This design comes from an exercise in tuning for small area and a short achievable clock period on the open sky130 flow, not from production work.
Function was checked by simulation only, so behaviour that the tests miss may differ from the original.
Power figures rest on the tool's default switching activity, not on a simulated workload.

==> images/layer_met2.png <==
Scale: 1 px per um. Cells faint in the background.
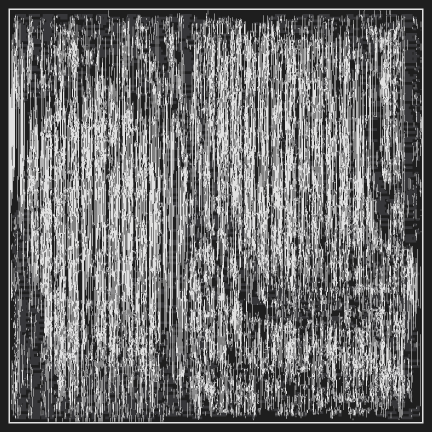
==> images/routing.png <==
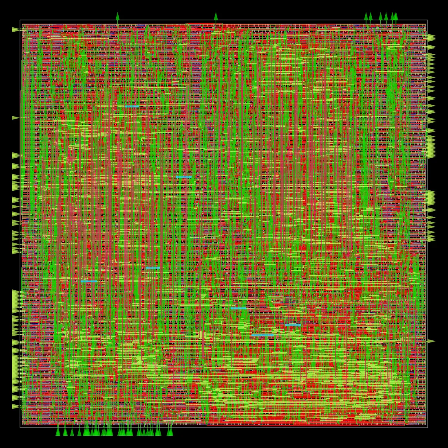
==> images/io_fan.png <==
Scale: 1 px per um.
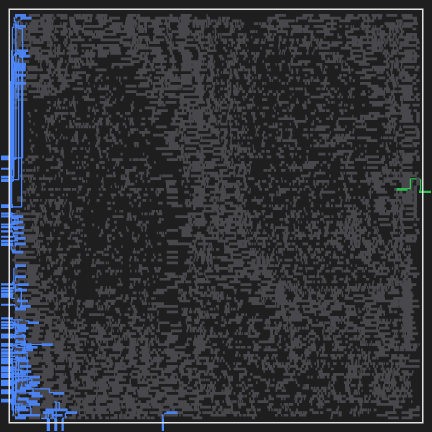
[flow/config.mk]
export PLATFORM = sky130hd
export DESIGN_NAME = fpadder
export DESIGN_NICKNAME = fpadder
export VERILOG_FILES = /design/flow/design.v
export SDC_FILE = /design/flow/constraint.sdc
export NUM_CORES = 4
export LEC_CHECK = 0
export CAP_MARGIN = 20
export CORE_MARGIN = 2
export CORE_UTILIZATION = 40
export PLACE_DENSITY = 0.6
export SLEW_MARGIN = 20
[flow/constraint.sdc]
create_clock -name core_clock -period 6.5 [get_ports {clk}]
set_input_delay 1.3000 -clock core_clock [delete_from_list [all_inputs] [get_ports {clk}]]
set_output_delay 1.3000 -clock core_clock [all_outputs]
set_load 0.01 [all_outputs]
[flow/design.v]
module leading_one_detector #(
    parameter int WIDTH = 8
) (
    input [WIDTH-1:0] value,
    output reg [$clog2(WIDTH)-1:0] position,
    output reg has_leading_one
);
    integer i;
    reg stop_bit;
    always_comb begin
        position = {$clog2(WIDTH) {1'b0}};
        has_leading_one = value != 0;
        stop_bit = 1'b0;
        for (i = 0; i < WIDTH; i = i + 1) begin
            if (value[i] == 1'b1) begin
                position = i[$clog2(WIDTH)-1:0];
            end
        end
    end
endmodule
module result_rounder #(
    parameter int EXPONENT_WIDTH = 8,
    parameter int MANTISSA_WIDTH = 23,
    parameter int ROUND_TO_NEAREST_TIES_TO_EVEN = 1,   
    parameter int ROUNDING_BITS = 3   
) (
    input [EXPONENT_WIDTH-1:0] non_rounded_exponent,
    input [MANTISSA_WIDTH-1:0] non_rounded_mantissa,
    input [ROUNDING_BITS-1:0] rounding_bits,
    output reg [EXPONENT_WIDTH-1:0] rounded_exponent,
    output reg [MANTISSA_WIDTH-1:0] rounded_mantissa,
    output reg overflow_flag
);
    reg is_halfway;
    always_comb begin
        overflow_flag = 1'b0;
        rounded_mantissa = non_rounded_mantissa;
        rounded_exponent = non_rounded_exponent;
        if (ROUND_TO_NEAREST_TIES_TO_EVEN == 1) begin
            is_halfway = rounding_bits == {1'b1, {(ROUNDING_BITS - 1) {1'b0}}};
            if ((is_halfway && non_rounded_mantissa[0] == 1'b1) || (!is_halfway && rounding_bits[ROUNDING_BITS-1] == 1'b1)) begin
                rounded_mantissa = non_rounded_mantissa + 1;
                if (rounded_mantissa == 0) begin
                    rounded_exponent = non_rounded_exponent + 1;
                    if (rounded_exponent == {EXPONENT_WIDTH{1'b1}}) begin
                        rounded_exponent = {EXPONENT_WIDTH{1'b1}};
                        rounded_mantissa = {MANTISSA_WIDTH{1'b0}};
                        overflow_flag = 1'b1;
                    end
                end
            end
        end
    end
endmodule
module fpadder #(
    parameter int EXPONENT_WIDTH = 11,
    parameter int MANTISSA_WIDTH = 52,
    parameter int ROUND_TO_NEAREST_TIES_TO_EVEN = 1,
    parameter int IGNORE_SIGN_BIT_FOR_NAN = 1,
    parameter int FloatBitWidth = EXPONENT_WIDTH + MANTISSA_WIDTH + 1
) (
    input logic clk,
    input logic rst_N_in,
    input logic [FloatBitWidth-1:0] a,
    input logic [FloatBitWidth-1:0] b,
    input logic valid_in,
    input logic subtract,
    output logic [FloatBitWidth-1:0] out,
    output logic valid_out,
    output logic underflow_flag,
    output logic overflow_flag,
    output logic invalid_operation_flag
);
    localparam int RoundingBits = MANTISSA_WIDTH;
    localparam int TrueRoundingBits = RoundingBits * ROUND_TO_NEAREST_TIES_TO_EVEN;
    logic s0_valid;
    logic [FloatBitWidth-1:0] s0_a, s0_b;
    logic s0_subtract;
    always_ff @(posedge clk) begin
        if (~rst_N_in) s0_valid <= 0;
        else begin
            s0_valid <= valid_in;
            s0_a <= a;
            s0_b <= b;
            s0_subtract <= subtract;
        end
    end
    logic s1_valid;
    logic s1_a_sign, s1_b_sign;
    logic [EXPONENT_WIDTH-1:0] s1_a_exp, s1_b_exp;
    logic [MANTISSA_WIDTH-1:0] s1_a_man, s1_b_man;
    logic s1_a_implicit, s1_b_implicit;
    always_ff @(posedge clk) begin
        if (~rst_N_in) s1_valid <= 0;
        else begin
            s1_valid <= s0_valid;
            s1_a_sign <= s0_a[FloatBitWidth-1];
            s1_b_sign <= s0_subtract ? ~s0_b[FloatBitWidth-1] : s0_b[FloatBitWidth-1];
            s1_a_exp <= s0_a[FloatBitWidth-2 -: EXPONENT_WIDTH];
            s1_b_exp <= s0_b[FloatBitWidth-2 -: EXPONENT_WIDTH];
            s1_a_man <= s0_a[MANTISSA_WIDTH-1:0];
            s1_b_man <= s0_b[MANTISSA_WIDTH-1:0];
            s1_a_implicit <= (s0_a[FloatBitWidth-2 -: EXPONENT_WIDTH] != 0);
            s1_b_implicit <= (s0_b[FloatBitWidth-2 -: EXPONENT_WIDTH] != 0);
        end
    end
    logic s2_valid;
    logic s2_sign_large, s2_sign_small;
    logic [MANTISSA_WIDTH+TrueRoundingBits:0] s2_large_man, s2_small_man;
    logic [EXPONENT_WIDTH-1:0] s2_large_exp;
    logic [EXPONENT_WIDTH:0] s2_exp_diff;
    always_ff @(posedge clk) begin
        if (~rst_N_in) s2_valid <= 0;
        else begin
            s2_valid <= s1_valid;
            if (s1_a_exp >= s1_b_exp) begin
                s2_large_exp <= s1_a_exp;
                s2_exp_diff <= s1_a_exp - s1_b_exp;
                s2_large_man <= {s1_a_implicit, s1_a_man} << TrueRoundingBits;
                s2_small_man <= ({s1_b_implicit, s1_b_man} << TrueRoundingBits) >> (s1_a_exp - s1_b_exp);
                s2_sign_large <= s1_a_sign;
                s2_sign_small <= s1_b_sign;
            end else begin
                s2_large_exp <= s1_b_exp;
                s2_exp_diff <= s1_b_exp - s1_a_exp;
                s2_large_man <= {s1_b_implicit, s1_b_man} << TrueRoundingBits;
                s2_small_man <= ({s1_a_implicit, s1_a_man} << TrueRoundingBits) >> (s1_b_exp - s1_a_exp);
                s2_sign_large <= s1_b_sign;
                s2_sign_small <= s1_a_sign;
            end
        end
    end
    logic s3_valid;
    logic s3_sign_out;
    logic [MANTISSA_WIDTH+TrueRoundingBits+2:0] s3_sum;
    logic [EXPONENT_WIDTH-1:0] s3_exp;
    always_ff @(posedge clk) begin
        if (~rst_N_in) s3_valid <= 0;
        else begin
            s3_valid <= s2_valid;
            s3_exp <= s2_large_exp;
            if (s2_sign_large == s2_sign_small) begin
                s3_sum <= s2_large_man + s2_small_man;
                s3_sign_out <= s2_sign_large;
            end else if (s2_large_man >= s2_small_man) begin
                s3_sum <= s2_large_man - s2_small_man;
                s3_sign_out <= s2_sign_large;
            end else begin
                s3_sum <= s2_small_man - s2_large_man;
                s3_sign_out <= s2_sign_small;
            end
        end
    end
    logic s4_valid;
    logic [MANTISSA_WIDTH+TrueRoundingBits+2:0] s4_sum;
    logic [EXPONENT_WIDTH-1:0] s4_exp;
    logic s4_sign;
    logic [$clog2(MANTISSA_WIDTH+TrueRoundingBits+3)-1:0] s4_leading_pos;
    logic s4_has_leading;
    wire [$clog2(MANTISSA_WIDTH+TrueRoundingBits+3)-1:0] s3_leading_pos;
    wire s3_has_leading;
    leading_one_detector #(
        .WIDTH(MANTISSA_WIDTH + TrueRoundingBits + 3)
    ) lod_inst (
        .value(s3_sum),
        .position(s3_leading_pos),
        .has_leading_one(s3_has_leading)
    );
    always_ff @(posedge clk) begin
        if (~rst_N_in) s4_valid <= 0;
        else begin
            s4_valid <= s3_valid;
            s4_leading_pos <= s3_leading_pos;
            s4_has_leading <= s3_has_leading;
            s4_sum <= s3_sum;
            s4_exp <= s3_exp;
            s4_sign <= s3_sign_out;
        end
    end
    logic s5_valid;
    logic [MANTISSA_WIDTH-1:0] s5_man;
    logic [RoundingBits-1:0] s5_round_bits;
    logic [EXPONENT_WIDTH-1:0] s5_exp;
    logic s5_sign;
    always_ff @(posedge clk) begin
        if (~rst_N_in) s5_valid <= 0;
        else begin
            s5_valid <= s4_valid;
            if (s4_has_leading) begin
                logic [MANTISSA_WIDTH+TrueRoundingBits+2:0] shifted;
                int shift_amt;
                shift_amt = s4_leading_pos - (MANTISSA_WIDTH + RoundingBits);
                if (shift_amt > 0) shifted = s4_sum >> shift_amt;
                else shifted = s4_sum << -shift_amt;
                s5_man <= shifted[MANTISSA_WIDTH+RoundingBits-1:RoundingBits];
                s5_round_bits <= shifted[RoundingBits-1:0];
                s5_exp <= s4_exp + shift_amt;
            end else begin
                s5_man <= 0;
                s5_round_bits <= 0;
                s5_exp <= 0;
            end
            s5_sign <= s4_sign;
        end
    end
    logic s6_valid;
    logic [FloatBitWidth-1:0] s6_out;
    logic s6_underflow, s6_overflow;
    wire [MANTISSA_WIDTH-1:0] round_man;
    wire [EXPONENT_WIDTH-1:0] round_exp;
    wire round_ovf;
    result_rounder #(
        .EXPONENT_WIDTH(EXPONENT_WIDTH),
        .MANTISSA_WIDTH(MANTISSA_WIDTH),
        .ROUND_TO_NEAREST_TIES_TO_EVEN(ROUND_TO_NEAREST_TIES_TO_EVEN),
        .ROUNDING_BITS(RoundingBits)
    ) rounder (
        .non_rounded_exponent(s5_exp),
        .non_rounded_mantissa(s5_man),
        .rounding_bits(s5_round_bits),
        .rounded_exponent(round_exp),
        .rounded_mantissa(round_man),
        .overflow_flag(round_ovf)
    );
    always_ff @(posedge clk) begin
        if (~rst_N_in) s6_valid <= 0;
        else begin
            s6_valid <= s5_valid;
            s6_out <= {s5_sign, round_exp, round_man};
            s6_underflow <= (s5_exp == 0);
            s6_overflow <= round_ovf;
        end
    end
    assign out = s6_out;
    assign valid_out = s6_valid;
    assign underflow_flag = s6_underflow;
    assign overflow_flag = s6_overflow;
    assign invalid_operation_flag = 0;  
endmodule
[flow/run.sh]
#!/bin/bash
# synth_recipe.tcl (not shown) runs the flow's synth.tcl, then flattens the netlist and writes it again
# the make line also repeats each setting of config.mk as NAME=value (left out here)
make -C /OpenROAD-flow-scripts/flow DESIGN_CONFIG=/design/flow/config.mk WORK_HOME=/design/flow/orfs CLKGATE_MAP_FILE= SYNTH_SCRIPT=/design/flow/synth_recipe.tcl finish
==> flow_summary.toml <==
[outcome]
status = "complete, no violations"

[worst_setup_path]
path_max_fanout = 23
worstPathArrival_ns = 6.44
endpoint = "s2_small_man[71]"
worst_setup_path_start_kind = "register"
cp-end-kind = "register"
reg2reg_slack_ns = 0.48
cp.required_ns = 6.92
startpoint = "s1_a_exp[2]"
crit_type = "reg -> reg"
regToRegEndpoint = "s2_small_man[71]"
r2r_start = "s1_a_exp[2]"

[cells_and_area]
reg_top3 = "s3_sum: 107 flops, s4_sum: 107 flops, s2_small_man: 105 flops"
nFillCells = 16000
signal_buffers = 410
multi_input_area_share_pct = 50.8
regArea_sq_um = 25900
final-clk-cell-share_pct = 4.59
area_growth_syn_to_layout_pct = 12.9
multi_input_cells = 5729
multi_input_area_sq_um = 38200
final_common_cell = "nand2_1"
layout_common_cells = "nand2_1, edfxtp_1, nor2_1"
seq_share_pct = 34.5
dominant_cells = "multi-input gates"
nonClkBufAreaFrac_pct = 5.14
design.seq.count = 865
antenna_cells = 19
layout.nets = 7700
drive_gt1_share_pct = 10.1

[yosys]
yosysWarnings = 3
synth_area_sq_um = 66600
synthCells = 7359
synth_enable_flop_cells = 858
ys_ff_latch = 865
synthArstFlopShare_pct = 0
yosys_most_used_dff = "edfxtp_1"
syn_nets = 7702
synth.distinct_cells = 97

[floorplan]
die-area_sq_um = 170000
die_h_um = 412
core_sq_um = 165000
die_w_um = 412
taps = 2189
initial_core_util_pct = 40.3
num_rows = 149

[sta]
finalHoldViolCount = 0
rsz0062_at_grt = "no"
setup_tns_ns = 0
finalClockSkew_ns = 0.0507
hold_ws_ns = 0.400
drv_slew = 0
period_share_pct = 92.6
fin_crit_ns = 6.02
finalSetupViolations = 0
slew_headroom_pct = 14.9
max_slew.worst_pin.slew_ns = 1.24

[placement]
dp_hpwl_mm = 259
routabilityCongestion = 1.07

[clock_network]
cts_tree = "yes"
clkSinkCount = 865
postCtsSetupBuffers = 0
clockRootBuffer = "clkbuf_16"
cts.clk_slew.worst_paths_ns = 0.07
cts_resized = 0
cts_hold_buf = 0
htree_levels = 3

[global_route]
grt_overflow = 0
grtUsageTotal_pct = 37.4
grt-busiest-layer = "met2"
grt_use_met3_pct = 7.54
first_global_vias = 57800

[power_and_ir_drop]
cellPowerDensity_nw_per_um2 = 351
p_leak_nw = 28.0

[drt]
vias_per_cell = 6.37
drtIter0Drc = 8077
wl_met2_mm = 145
antenna_left = 0
firstDrtPassIters = 9
drc = 0

[worst_hold_path]
hold_path.class = "reg -> reg"
min_to = "s1_a_man[13]"

[job]
drv_cap = 0
-- layer_met2.png (at the start) --
share of all routed wire = 45%
main direction = vertical
wire length on this layer = 145 mm
longest straight run = 191 um
met2 GRT Util: 58.2%
vias: 61400
final WL: 324 mm

-- routing.png (at the start) --
wire length on met1: 128 mm
Routed WL per cell: 33.6 um
WL met3: 26.6 mm
Top Metal Used: met5

-- io_fan.png (at the start) --
blue -> b  # direction input, end cells 64, buffers 64, wire 2700 um
green -> overflow_flag  # direction output, end cells 1, buffers 1, wire 34.7 um
port bufs: 198
Ports: 200

cell usage after synthesis, types with 13 or more instances:
library cell  count  area [sq um]
nor2_1          838          3150
xor2_1           62           543
o21bai_1         45           338
a21oi_1         513          2570
buf_1            78           293
inv_1           248           931
a21boi_0         47           353
mux4_2          157          3540
or3_1            58           363
a22oi_1          33           248
or2_2            29           181
clkbuf_1        408          1530
o21ai_0         496          2480
a311oi_1         15           131
o2111ai_1        13           114
nand2_1         986          3700
a2111oi_0        23           201
a31oi_1          90           563
a211o_1          14           123
a221oi_1         20           175
nor4_1           81           507
o21a_1           57           428
nand2b_1         50           313
ha_1            206          2580
nor3_1          189           946
nand4_1          66           413
a21o_1           70           526
o22ai_1          79           494
o31ai_1          46           345
mux2i_1         429          4290
edfxtp_1        858         25800
and2_1           66           413
mux2_2          101          1140
o211ai_1        150          1130
o221ai_1         16           140
o32ai_1          16           140
and3_1           31           194
buf_2            20           100
a211oi_1         88           661
nor2b_1          54           338
or4_1            19           143
nand3_1         129           646
xnor2_1         160          1400
metrics by stage:
stage                     utilization, %  area [sq um]  setup slack [ns]  instances
after floorplan                        -         66600             0.443       7359
after global placement              43.3         71500             0.374       9439
after detailed placement            43.4         71700             0.918       9444
after CTS                           45.5         75100             0.833       9628
after global routing                45.5         75100             0.487       9636
final                               45.5         75200             0.483       9648
logic make-up (layout without fill, tap and decap cells):
group | count (synthesis) | after routing | share of synthesized area (%)
buffers and inverters | 765 | 846 | 4.42
muxes | 689 | 689 | 13.5
and+or+nand+nor | 2657 | 2657 | 17.9
AOI/OAI and AO/OA | 1949 | 1949 | 18.4
DFF | 865 | 865 | 38.9
adders and majority gates | 211 | 211 | 4.02
xor gates and xnor gates | 222 | 222 | 2.92
other | 1 | 20 | 0.00563
power by group:
| part | switching (W) | total (W) | leakage (nW) | internal [W] |
|---|---|---|---|---|
| Sequential | 0.000865 | 0.00797 | 8.56 | 0.00711 |
| Clock | 0.00253 | 0.00597 | 1.65 | 0.00344 |
| Combinational | 0.00859 | 0.0124 | 17.8 | 0.00386 |
worst max-delay path: stages (launching register included):
cell	delay, ns
edfxtp_1	0.37
inv_1	0.05
ha_1	0.67
a21o_1	0.19
a21oi_1	0.15
o21ai_0	0.40
a21oi_1	0.22
or4b_2	0.65
o21ba_2	0.25
o32ai_4	0.35
buf_4	0.40
nand2_1	0.14
nor3_1	0.89
a21oi_1	0.21
o22ai_2	0.70

## re-timing with driven ports
The flow's constraints put no driver on any port. The routed layout listed below was extracted and timed again, unchanged, in two steps.
Step 1: set_driving_cell puts a clkbuf_16 on clk and a buf_2 on each other input, an assumption about the parent block.
Step 2, shift: input delay + t, output delay - t, t = (earliest + latest rising clock arrival at the registers) / 2. This alone moves slack from input paths to output paths.
a / b / c = no drivers / after step 1 / after step 2; a / b = the first two.
t, ns: 0.845
slack for setup (ns): 0.483 / 0.483 / 0.483
latest minus earliest clock arrival (ns): 0.051 / 0.051
worst register clock-pin slew, ns: 0.07 / 0.07
cell pins on the clock port's net: 1
After both steps setup and hold are still met in this run. For this run, drivers alone change the setup slack by 0.000 ns; drivers and shift together by 0.000 ns.
